Source: an optimization exercise on an open RTL-to-GDS flow (aim: small area and a short achievable clock period). Production flows keep margins and buffers that such runs may drop.
In this exercise RTL edits were held to simulation tests only and were not proved equivalent to the original.
The series may have gaps, and a smaller design here may also do less where the tests do not look.

===== flow/run.sh =====
#!/bin/bash
# synth_recipe.tcl (not shown) runs the flow's synth.tcl, then flattens the netlist and writes it again
# the make line also repeats each setting of config.mk as NAME=value (left out here)
make -C /OpenROAD-flow-scripts/flow DESIGN_CONFIG=/design/flow/config.mk WORK_HOME=/design/flow/orfs CLKGATE_MAP_FILE= SYNTH_SCRIPT=/design/flow/synth_recipe.tcl finish

===== flow/constraint.sdc =====
create_clock -name core_clock -period 35.0 [get_ports {clk}]
set_input_delay 7.0000 -clock core_clock [delete_from_list [all_inputs] [get_ports {clk}]]
set_output_delay 7.0000 -clock core_clock [all_outputs]
set_load 0.01 [all_outputs]

===== flow/design.v =====
module add_4(
   input [3:0] 		a,
   input [3:0] 		b,
   input				in, 
   output reg 		 	coin, 
	output reg [3:0] 	sum
);
reg [4:0] carry;
always @(*) begin
    carry[0] = in;  
    sum[0] = a[0] ^ b[0] ^ carry[0];  
    carry[1] = (a[0] & b[0]) | (a[0] & carry[0]) | (b[0] & carry[0]);  
    sum[1] = a[1] ^ b[1] ^ carry[1];  
    carry[2] = (a[1] & b[1]) | (a[1] & carry[1]) | (b[1] & carry[1]);  
    sum[2] = a[2] ^ b[2] ^ carry[2];  
    carry[3] = (a[2] & b[2]) | (a[2] & carry[2]) | (b[2] & carry[2]);  
    sum[3] = a[3] ^ b[3] ^ carry[3];  
    carry[4] = (a[3] & b[3]) | (a[3] & carry[3]) | (b[3] & carry[3]);  
	coin =carry[4];
end
endmodule
module add_8(
    input [7:0] a,
    input [7:0] b,
    input		in,    
	output reg 		 coin,
	output reg [7:0] sum
);
parameter m=8;
wire [m/2-1:0] Al;
wire [m-1:m/2] Ah;
wire [m/2-1:0] Bl;
wire [m-1:m/2] Bh;
assign Al=a[m/2-1:0];
assign Ah=a[m-1:m/2];
assign Bl=b[m/2-1:0];
assign Bh=b[m-1:m/2];
wire [m/2-1:0] suml;
wire [m/2-1:0] sumh;
wire 		   coinl;
wire 		   coinh;
add_4	dutl(.a(Al), .b(Bl), .sum(suml), .in(in),     .coin(coinl));
add_4	duth(.a(Ah), .b(Bh), .sum(sumh), .in(coinl),  .coin(coinh));
always @(*) begin
	sum ={sumh,suml};
	coin =coinh;
end
endmodule
module add_16(
    input [15:0] a,
    input [15:0] b,
    input		in,
	output reg 		 coin,    
output reg [15:0] sum
);
parameter m=16;
wire [m/2-1:0] Al;
wire [m-1:m/2] Ah;
wire [m/2-1:0] Bl;
wire [m-1:m/2] Bh;
assign Al=a[m/2-1:0];
assign Ah=a[m-1:m/2];
assign Bl=b[m/2-1:0];
assign Bh=b[m-1:m/2];
wire [m/2-1:0] suml;
wire [m/2-1:0] sumh;
wire 		   coinl;
wire 		   coinh;
add_8	dutl(.a(Al), .b(Bl), .sum(suml), .in(in),     .coin(coinl));
add_8	duth(.a(Ah), .b(Bh), .sum(sumh), .in(coinl),  .coin(coinh));
always @(*) begin
	sum ={sumh,suml};
	coin =coinh;
end
endmodule
module add_32(
    input [31:0] a,
    input [31:0] b,
    input		in,   
	output reg 		 coin,
	output reg [31:0] sum
);
parameter m=32;
wire [m/2-1:0] Al;
wire [m-1:m/2] Ah;
wire [m/2-1:0] Bl;
wire [m-1:m/2] Bh;
assign Al=a[m/2-1:0];
assign Ah=a[m-1:m/2];
assign Bl=b[m/2-1:0];
assign Bh=b[m-1:m/2];
wire [m/2-1:0] suml;
wire [m/2-1:0] sumh;
wire 		   coinl;
wire 		   coinh;
add_16	dutl(.a(Al), .b(Bl), .sum(suml), .in(in),     .coin(coinl));
add_16	duth(.a(Ah), .b(Bh), .sum(sumh), .in(coinl),  .coin(coinh));
always @(*) begin
	sum ={sumh,suml};
	coin =coinh;
end
endmodule
module add_64(
    input [63:0] a,
    input [63:0] b,
    input		in,
	output reg 		 coin,
	output reg [63:0] sum
);
parameter m=64;
wire [m/2-1:0] Al;
wire [m-1:m/2] Ah;
wire [m/2-1:0] Bl;
wire [m-1:m/2] Bh;
assign Al=a[m/2-1:0];
assign Ah=a[m-1:m/2];
assign Bl=b[m/2-1:0];
assign Bh=b[m-1:m/2];
wire [m/2-1:0] suml;
wire [m/2-1:0] sumh;
wire 		   coinl;
wire 		   coinh;
add_32	dutl(.a(Al), .b(Bl), .sum(suml), .in(in),    .coin(coinl));
add_32	duth(.a(Ah), .b(Bh), .sum(sumh), .in(coinl),  .coin(coinh));
always @(*) begin
	sum ={sumh,suml};
	coin =coinh;
end
endmodule
module karatsuba_mul_2(
    A, B, C
);
parameter m=2;
parameter n=4;
input [m-1:0]A;
input [m-1:0]B;
output [n-1:0]C;
wire T;
assign C[0] =A[0]&B[0];
assign    T =(C[0]&(A[1]&B[1])) ? 1 : 0;
assign C[2] = (T) ? 0 : A[1]&B[1];
assign C[1] = (T) ? 0 : ((A[0]&B[1])||(A[1]&B[0]));
assign C[3]=(T) ? 1 : 0;	
endmodule
module karatsuba_mul_4(
    A, B, C
);
parameter m=4;
parameter n=8;
input [m-1:0] A;
input [m-1:0] B;
output[n-1:0] C;
wire [m/2-1:0] A0, A1;
wire [m/2-1:0] B0, B1;
wire [m-1:0] P0, P1, P2, P3;
assign A0 = A[m/2-1:0];
assign A1 = A[m-1:m/2];
assign B0 = B[m/2-1:0];
assign B1 = B[m-1:m/2];
karatsuba_mul_2  M1 (.A(A0), .B(B0), .C(P0));
karatsuba_mul_2  M2 (.A(A1), .B(B0), .C(P1)); 
karatsuba_mul_2  M3 (.A(A0), .B(B1), .C(P2)); 
karatsuba_mul_2  M4 (.A(A1), .B(B1), .C(P3)); 
wire [n-1:0] th,tl,t1,t3;
assign t1=P1<<2;
assign t3=P3<<2;
wire coin1,coin2,coin3;
wire [n-1:0]th_shift = th << 2;
add_8 ADD0 (.a({4'b0,P0}), .b(t1), .sum(tl), .in(1'b0), .coin(coin1));
add_8 ADD1 (.a({4'b0,P2}), .b(t3), .sum(th), .in(1'b0), .coin(coin2));
add_8 ADD2 (.a(th_shift), .b(tl), .sum(C),  .in(1'b0), .coin(coin3));
endmodule
module karatsuba_mul_8(  
	A, B, C
);
parameter m=8;
parameter n=16;
input [m-1:0] A;
input [m-1:0] B;
output[n-1:0] C;
wire [m/2-1:0] A0, A1;
wire [m/2-1:0] B0, B1;
wire [m-1:0] P0, P1, P2, P3;
assign A0 = A[m/2-1:0];
assign A1 = A[m-1:m/2];
assign B0 = B[m/2-1:0];
assign B1 = B[m-1:m/2];
karatsuba_mul_4  M1 (.A(A0), .B(B0), .C(P0));
karatsuba_mul_4  M2 (.A(A1), .B(B0), .C(P1)); 
karatsuba_mul_4  M3 (.A(A0), .B(B1), .C(P2)); 
karatsuba_mul_4  M4 (.A(A1), .B(B1), .C(P3)); 
wire [n-1:0] th,tl,t1,t3;
assign t1=P1<<4;
assign t3=P3<<4;
wire [n-1:0]th_shift = th << 4;
wire coin1,coin2,coin3;
add_16 ADD0 (.a({8'b0,P0}), .b(t1), .sum(tl), .in(1'b0), .coin(coin1));
add_16 ADD1 (.a({8'b0,P2}), .b(t3), .sum(th), .in(1'b0), .coin(coin2));
add_16 ADD2 (.a(th_shift), .b(tl), .sum(C),  .in(1'b0), .coin(coin3));
endmodule
module karatsuba_mul_16(  
	A, B, C
);
parameter m=16;
parameter n=32;
input [m-1:0] A;
input [m-1:0] B;
output[n-1:0] C;
wire [m/2-1:0] A0, A1;
wire [m/2-1:0] B0, B1;
wire [m-1:0] P0, P1, P2, P3;
assign A0 = A[m/2-1:0];
assign A1 = A[m-1:m/2];
assign B0 = B[m/2-1:0];
assign B1 = B[m-1:m/2];
karatsuba_mul_8  M1 (.A(A0), .B(B0), .C(P0));
karatsuba_mul_8  M2 (.A(A1), .B(B0), .C(P1)); 
karatsuba_mul_8  M3 (.A(A0), .B(B1), .C(P2)); 
karatsuba_mul_8  M4 (.A(A1), .B(B1), .C(P3)); 
wire [n-1:0] th,tl,t1,t3;
assign t1=P1<<8;
assign t3=P3<<8;
wire [n-1:0]th_shift = th << 8;
wire coin1,coin2,coin3;
add_32 ADD0 (.a({16'b0,P0}), .b(t1), .sum(tl), .in(1'b0), .coin(coin1));
add_32 ADD1 (.a({16'b0,P2}), .b(t3), .sum(th), .in(1'b0), .coin(coin2));
add_32 ADD2 (.a(th_shift), .b(tl),  .sum(C),  .in(1'b0), .coin(coin3));
endmodule
module karatsuba_mul_32(  
	A, B, C
);
parameter m=32;
parameter n=64;
input [m-1:0] A;
input [m-1:0] B;
output[n-1:0] C;
wire [m/2-1:0] A0, A1;
wire [m/2-1:0] B0, B1;
wire [m-1:0] P0, P1, P2, P3;
assign A0 = A[m/2-1:0];
assign A1 = A[m-1:m/2];
assign B0 = B[m/2-1:0];
assign B1 = B[m-1:m/2];
karatsuba_mul_16  M1 (.A(A0), .B(B0), .C(P0));
karatsuba_mul_16  M2 (.A(A1), .B(B0), .C(P1)); 
karatsuba_mul_16  M3 (.A(A0), .B(B1), .C(P2)); 
karatsuba_mul_16  M4 (.A(A1), .B(B1), .C(P3)); 
wire [n-1:0] th,tl,t1,t3;
assign t1=P1<<16;
assign t3=P3<<16;
wire [n-1:0]th_shift = th << 16;
wire coin1,coin2,coin3;
add_64 ADD0 (.a({32'b0,P0}), .b(t1), .sum(tl),  .in(1'b0), .coin(coin1));
add_64 ADD1 (.a({32'b0,P2}), .b(t3), .sum(th),  .in(1'b0), .coin(coin2));
add_64 ADD2 (.a(th_shift), .b(tl), .sum(C),   .in(1'b0), .coin(coin3));
endmodule
module karatsuba_mul_top(
	input		clk,
	input		rst_n,
	input 	    [31:0] A,
	input 	    [31:0] B,
	output	    [63:0] C
);
reg [31:0] a,b;
karatsuba_mul_32 dut(
	.A			(a),
    .B			(b),
    .C			(C)
);
always @ (posedge clk or negedge rst_n)
begin
	if(!rst_n) begin
	a <= 32'b00000000_00000000_00000000_00000000;
	b <= 32'b00000000_00000000_00000000_00000000;
	end
	else begin
	a <= A;
	b <= B;
	end	
end
endmodule

===== flow/config.mk =====
export PLATFORM = sky130hd
export DESIGN_NAME = karatsuba_mul_top
export DESIGN_NICKNAME = karatsuba_mul_top
export VERILOG_FILES = /design/flow/design.v
export SDC_FILE = /design/flow/constraint.sdc
export NUM_CORES = 4
export LEC_CHECK = 0
export CAP_MARGIN = 20
export CORE_MARGIN = 2
export CORE_UTILIZATION = 40
export SLEW_MARGIN = 20

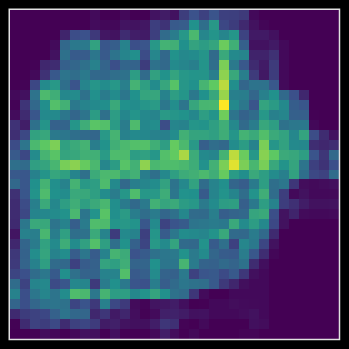
Figure 1: run 1, wire density map.
Drawn at 1 px/um. 33 x 33 tiles, from dark purple (low) to yellow (high), scaled to the fullest tile. Values are wire area over tile area, all layers added.
tiles over half the peak: 25%
mean over tiles: 0.17
emptiest ninth of the die: lower right
nearly empty tiles: 19%

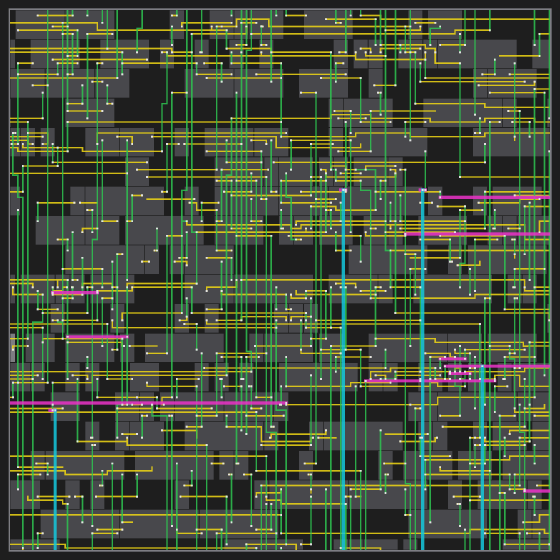
Figure 2: run 1, layout detail.
Region (57, 222) to (107, 272) um. Cells in gray, sequential cells in the stronger gray; small squares are vias.
[cyan] met4
[magenta] met3
[green] met2
[yellow] met1
cells with their middle in the window: 175
most frequent: inv_1 (47), ha_1 (31), fa_1 (27)
sequential cells in the window: 0

==> run_results.csv, run 1 <==
group,metric,value,unit
outcome,status,"no timing/DRC/antenna violations",
sta,rsz0062_at_grt,"false",
job,maxCapViolCount,0,
finish,area.sequential,1600,um2
synth,synth.top_cell.area_share,0.375,
critical_path,cp_max_fo,34,
clocking,cts.clk_slew.worst_paths,0.10,ns
synth,synth-seq-cells,64,
global_routing,grt-ovfl-total,0,
synth,ys_seq_area_frac,0.0380,
global_routing,grt_start_max_net_pins,43,
place,gp_congestion,0.906,
synth,yosys-top-cells-area,"fa_1 37%, ha_1 21%, inv_1 10%",
synth,synth_largest_area_cell,"fa_1",
clocking,cts_buffers,9,
drt,drtIter0Drc,1625,
critical_path,path_common_cell,"fa_1",
floorplanning,die_w,329,um
sta,finalCriticalPeriod,33.75,ns
worst_hold_path,min_path_type,"in2async",
sta,drv_slew,0,
floorplanning,dieArea,108000,um2
finish,finalInstanceArea,45200,um2
critical_path,max_stage_delay,0.55,ns
place,place_ws,1.51,ns
clocking,tritoncts,"yes",
critical_path,path_class,"reg2out",
synth,synthDistinctLibCells,19,
synth,yosys_warnings,6,
sta,fin_crit_sh,0.964,
floorplanning,die_h,329,um
sta,tns,0,ns
critical_path,critPathLaunch,"b[1]$_DFF_PN0_",
critical_path,slowest_stage,"fa_1",
synth,syn_nets,6523,
sta,setup_viol_count_final,0,
floorplanning,coreArea,105000,um2
synth,postSynthCellCount,4947,
sta,timing.fmax,29.6,MHz
clocking,clkSinkCount,64,
finish,multi_input_area,35200,um2
clocking,htreeDepth,3,
sta,relSlewSlack,0.382,
finish,syn_to_final_growth,7.02,%
global_routing,antenna_found_initial,1,
critical_path,cp-end-kind,"primary output",
clocking,cts_resized,0,
floorplanning,io_pins,130,
clocking,holdBufCountCts,0,
global_routing,grt_pass1_vias,31900,
floorplanning,placementRows,119,
place,portBuffers,129,
finish,antenna-diode-count,0,
critical_path,crit_arrival,26.75,ns
sta,fin_ws,1.25,ns
sta,tightestPinTransition,0.924,ns
drt,vias_per_cell,4.82,
place,placed_area,44800,um2
critical_path,timing.critical_path.required,28.00,ns
synth,syn_avg_cell_area,8.53,um2
floorplanning,start_util,0.402,
synth,netlist_area,42200,um2
clocking,clock_path_buffers,2,
finish,drive_gt1_frac,0.0251,
clocking,cts_root_buffer,"clkbuf_16",
finish,layout.nets,6514,
sta,hold_viol,0,
place,dpl.hpwl,93.0,mm
drt,ant_nets,0,
critical_path,critPathLaunchType,"flip-flop",
drt,firstDrtPassIters,5,
finish,nFillCells,10400,
clocking,cts_setup_buffers,0,
global_routing,grt_pass1_wl,184,mm
drt,drc_errors,0,
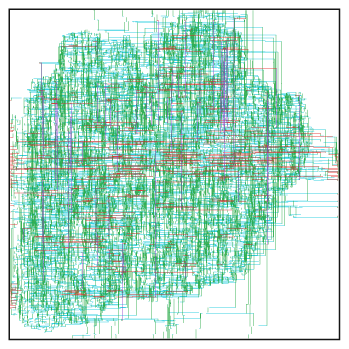
Figure 3: run 1, routed metal, one color a layer.
Drawn at 1 px/um.
[green] met2 | wire length: 54.2 mm
[cyan] met1 | wire length: 51.8 mm
[purple] met4 | wire length: 3240 um
[red] met3 | wire length: 6910 um
overall routing resource usage: 0.224
via count: 30.5k
routed len/inst: 18.3 um
routed wire length: 116 mm

-- run 1: critical path, delay by kind of cell (launching register included) --
family	cells	cell delay, ns
flops	1	0.33
fa+ha+maj	67	23.13
xor+xnor	3	0.57
buf+inv	10	1.36
simple gates	2	0.85
-- run 1: cells by family after synthesis --
| group | after synthesis | share of synthesized area |
|---|---|---|
| adders and majority gates | 1510 | 0.588 |
| xor gates and xnor gates | 425 | 0.0886 |
| buffers and inverters | 1380 | 0.128 |
| DFF | 64 | 0.0380 |
| and+or+nand+nor | 1568 | 0.157 |
-- run 1: state kept, by name, indices dropped and copies added, names as in the netlist --
| name | count |
|---|---|
| a | 32 |
| b | 32 |
-- run 1: cells in the final DEF, fill, tap and decap left out, types with 64 or more instances in the layout --
cell type        count
fa_1               790
buf_4              103
xnor2_1            256
nor2_1             457
nand2_1            795
ha_1               720
inv_1             1129
xor2_1             168
clkdlybuf4s50_1    128
dfrtp_1             64
and2_1             256
-- run 1: how the worst max path moves through the flow --
| stage | to | slack (ns) |
|---|---|---|
| 2_1_floorplan | C[63] | 3.50 |
| 6_report | C[63] | 1.25 |
| 3_5_place_dp | C[63] | 1.51 |
| 4_1_cts | C[63] | 1.15 |
| 5_1_grt | C[63] | 0.36 |
| 3_3_place_gp | C[63] | 1.80 |
-- run 1: synthesized netlist by cell type (all sizes together) --
cell	n
and2	256
and3	12
buf	157
clkbuf	94
dfrtp	64
fa	790
ha	720
inv	1129
nand2	800
nand3	39
nand4	4
nor2	457
xnor2	256
xnor3	1
xor2	168
-- run 1: metrics by stage --
stage	std cells	hold slack, ns	util
after floorplan	4947	6.70	-
after global placement	6318	6.97	0.427
after detailed placement	6318	6.98	0.427
after CTS	6334	6.50	0.430
after global routing	6334	6.51	0.430
final	6334	6.49	0.430
-- run 1: final cells by class --
cell class,count,share of cell area
Clock buffer,10,0.00529
Clock inverter,6,0.00202
Inverter,1129,0.0939
Multi-Input combinational cell,3503,0.779
Sequential cell,64,0.0355
Tap cell,1391,0.0385
Timing Repair Buffer,231,0.0455
-- run 1: routing by layer --
metal | wire length, um | up-vias | track usage
li1 | - | 14300 | -
met1 | 51800 | 15300 | 0.310
met2 | 54200 | 804 | 0.368
met3 | 6910 | 114 | 0.0295
met4 | 3240 | 0 | 0.0625
met5 | 0 | - | 0
--- run 2: outline of the changes from run 1 ---
flow/design.v: 281 -> 3498 lines; modules unchanged: 0
  karatsuba_mul_top: edited, 25 -> 3498 lines
  removed: add_4, add_8, add_16, add_32, add_64, karatsuba_mul_2, karatsuba_mul_4, karatsuba_mul_8, karatsuba_mul_16, karatsuba_mul_32
==> run 2 against run 1 <==
Core utilization grew 0.97 points. Die area shrank 32%. Non-clock buffer count shrank 9. Setup slack gained 21 ns. Worst hold slack gained 0.0065 ns.
==> run_results.csv, run 2 <==
group,metric,value,unit
place,placed_cells,3951,
synth,synth-seq-cells,127,
finish,top_regs,"xr: 64 flops, yr: 63 flops",
synth,synth_compound_area_frac,0.178,
synth,syn_avg_cell_area,9.32,um2
floorplanning,die_h,272,um
finish,layout.nets,3689,
synth,syn_nets,3754,
finish,drive_gt1_frac,0.0613,
global_routing,antenna_found_initial,1,
synth,synthSimpleGateAreaFrac,0.0456,
place,dpl.hpwl,66.3,mm
global_routing,grt_start_max_net_pins,80,
drt,wl_per_cell,25.0,um
drt,ant_nets,0,
synth,synthFlopType,"dfrtp_1",
sta,tightestPinTransition,1.01,ns
clocking,cts_root_buffer,"clkbuf_16",
place,placed_area,30800,um2
synth,synthTopCellsByCount,"498 x xnor2_1, 465 x a22oi_1, 463 x fa_1",
floorplanning,start_util,0.403,
finish,regMostFlops,"xr",
clocking,clkSinkCount,127,
synth,yosys-top-cells-area,"fa_1 32%, xnor2_1 15%, a22oi_1 12%",
synth,ys_seq_area_frac,0.111,
critical_path,crit_arrival,12.75,ns
synth,yosysMostFrequentCell,"xnor2_1",
finish,finalInstanceArea,31400,um2
global_routing,use_met3,0.0761,
floorplanning,dieArea,74000,um2
synth,synth_edf_count,0,
place,portBuffers,129,
critical_path,path_class,"in2reg",
global_routing,grt_use_met2,0.424,
sta,setup_viol_count_final,0,
synth,synth_mux_area_frac,0,
global_routing,use_met1,0.352,
place,gp_congestion,0.940,
global_routing,grt_pass1_wl,153,mm
drt,drtIter0Drc,2707,
sta,relSlewSlack,0.323,
synth,synth.top_cell.area_share,0.322,
finish,final_common_cell,"xnor2_1",
clocking,cts_resized,0,
job,maxCapViolCount,0,
drt,vias_per_cell,5.92,
clocking,cts.clk_slew.worst_paths,0.06,ns
floorplanning,placementRows,98,
finish,largest_reg_flops,64,
sta,rsz0062_at_grt,"false",
drt,firstDrtPassIters,6,
synth,yosys_warnings,1,
finish,final_cell_mix,"498 x xnor2_1, 465 x a22oi_1, 463 x fa_1",
clocking,cts_setup_buffers,0,
sta,drv_slew,0,
clocking,holdBufCountCts,0,
sta,hold_viol,0,
floorplanning,io_pins,130,
global_routing,grt.total_usage,0.274,
clocking,clock_path_buffers,2,
drt,routed_wl,99.5,mm
synth,postSynthCellCount,3085,
global_routing,grt-ovfl-total,0,
synth,synth_top_family_by_area,"adder cells",
synth,synthDistinctLibCells,69,
drt,drc_errors,0,
global_routing,top_usage_layer,"met2",
global_routing,grt_pass1_vias,24700,
outcome,status,"no timing/DRC/antenna violations",
drt,via_count,23600,
==> run 2: per-layer routing <==
layer  share of wire  vias up
met2            0.45     1580
met5         0.00013        -
met1            0.38    11800
met4           0.054        2
met3            0.11      315
li1                -     9874
==> run 2: layout make-up <==
cell class / count / area, um2 / share of cell area
clock buffers: 18 / 429 / 0.0137
flip-flops and latches: 127 / 3180 / 0.101
multi-input cells: 2188 / 22700 / 0.724
well taps: 950 / 1190 / 0.0379
repair buffers: 222 / 1980 / 0.0631
inverters: 464 / 1740 / 0.0555
clock inverters: 14 / 148 / 0.00470
==> run 2: logic make-up after synthesis <==
family,Yosys count
flip-flops,127
AND/OR/NAND/NOR,265
buffers and inverters,770
XOR/XNOR,591
adder cells (fa/ha/maj),603
AO/OA/AOI/OAI,729
==> run 2: metrics by stage <==
step / setup WS [ns] / hold slack [ns]
floorplan: 23.08 / 6.70
global placement: 22.20 / 7.07
detailed placement: 22.19 / 7.07
CTS: 22.69 / 6.54
global route: 22.44 / 6.56
finish: 22.61 / 6.50
==> run 2: path summary, 6_finish.rpt <==
| path | start | end | slack [ns] | depth (start not counted) |
|---|---|---|---|---|
| worst max-delay path | B[21] | yr[35]$_DFF_PN0_ | 22.61 | 15 |
| max in group asynchronous | rst_n | xr[7]$_DFF_PN0_ | 27.30 | 2 |
| min in group core_clock | B[1] | yr[0]$_DFF_PN0_ | 6.93 | 1 |
| worst min-delay path | rst_n | xr[63]$_DFF_PN0_ | 6.50 | 1 |
==> run 2: critical path, cell delays in order <==
cell and delay (ns):
clkdlybuf4s50_1 0.51, ha_1 0.28, nor2b_4 0.69, inv_1 0.49, xnor2_1 0.32, fa_1 0.47
fa_1 0.46, fa_1 0.55, inv_1 0.06, fa_1 0.44, fa_1 0.54, inv_1 0.06
fa_1 0.40, inv_1 0.08, fa_1 0.41
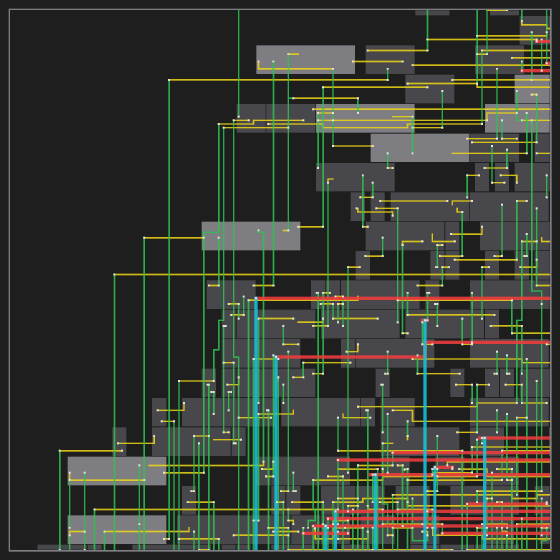
Figure 4: run 2, layout detail.
Region (43, 179) to (93, 229) um. Cells in gray, sequential cells in the stronger gray; small squares are vias.
[yellow] met1
[green] met2
[cyan] met4
[red] met3
cells with their middle in the window: 83
sequential cells in the window: 7
netlist names of flops here include: xr (4), yr (3)
most frequent: inv_1 (31), fa_1 (20)

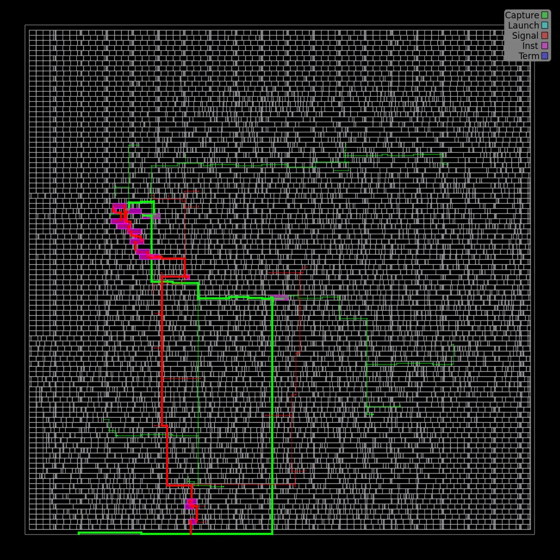
Figure 5: run 2, critical path on the layout.
setup TNS after final layout: 0 ns
setup ws final: 22.61 ns
final core utilization: 0.440
Post-Layout Cell Count: 3983
Final min period: 12.39 ns

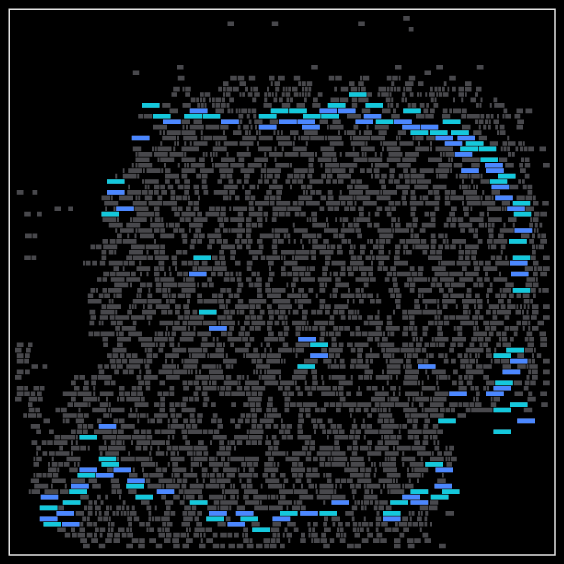
Figure 6: run 2, register map, names as in the netlist.
Drawn at 2 px/um. Other cells in gray.
[blue] yr | flops: 63 | where: widely spread
[cyan] xr | flops: 64 | where: widely spread

afterwards: timing with drivers on the ports:
No port has a modelled driver above. Below, the same layouts with a new extraction and two added sets of constraints. Step 1 assumes that a clkbuf_16 drives the clock port and a buf_2 every other input. Step 2 times the ports against the registers' clock, not the clock port: input delays grow and output delays shrink by t, the midpoint of the rising clock arrivals with the driver on. Three values: ideal, step 1, step 2; two values: the first two.
| run | shift t [ns] | setup WS [ns] | clock arrival spread, ns | cell pins on the clock port's net |
|---|---|---|---|---|
| run 1 | 0.484 | 1.249 / 1.181 / 1.665 | 0.036 / 0.036 | 1 |
| run 2 | 0.540 | 22.613 / 22.648 / 22.108 | 0.012 / 0.013 | 1 |
After both steps setup and hold are still met in every run listed. The setup slack of run 2, which loses most, moves by +0.035 ns with the drivers and by -0.505 ns with both steps.
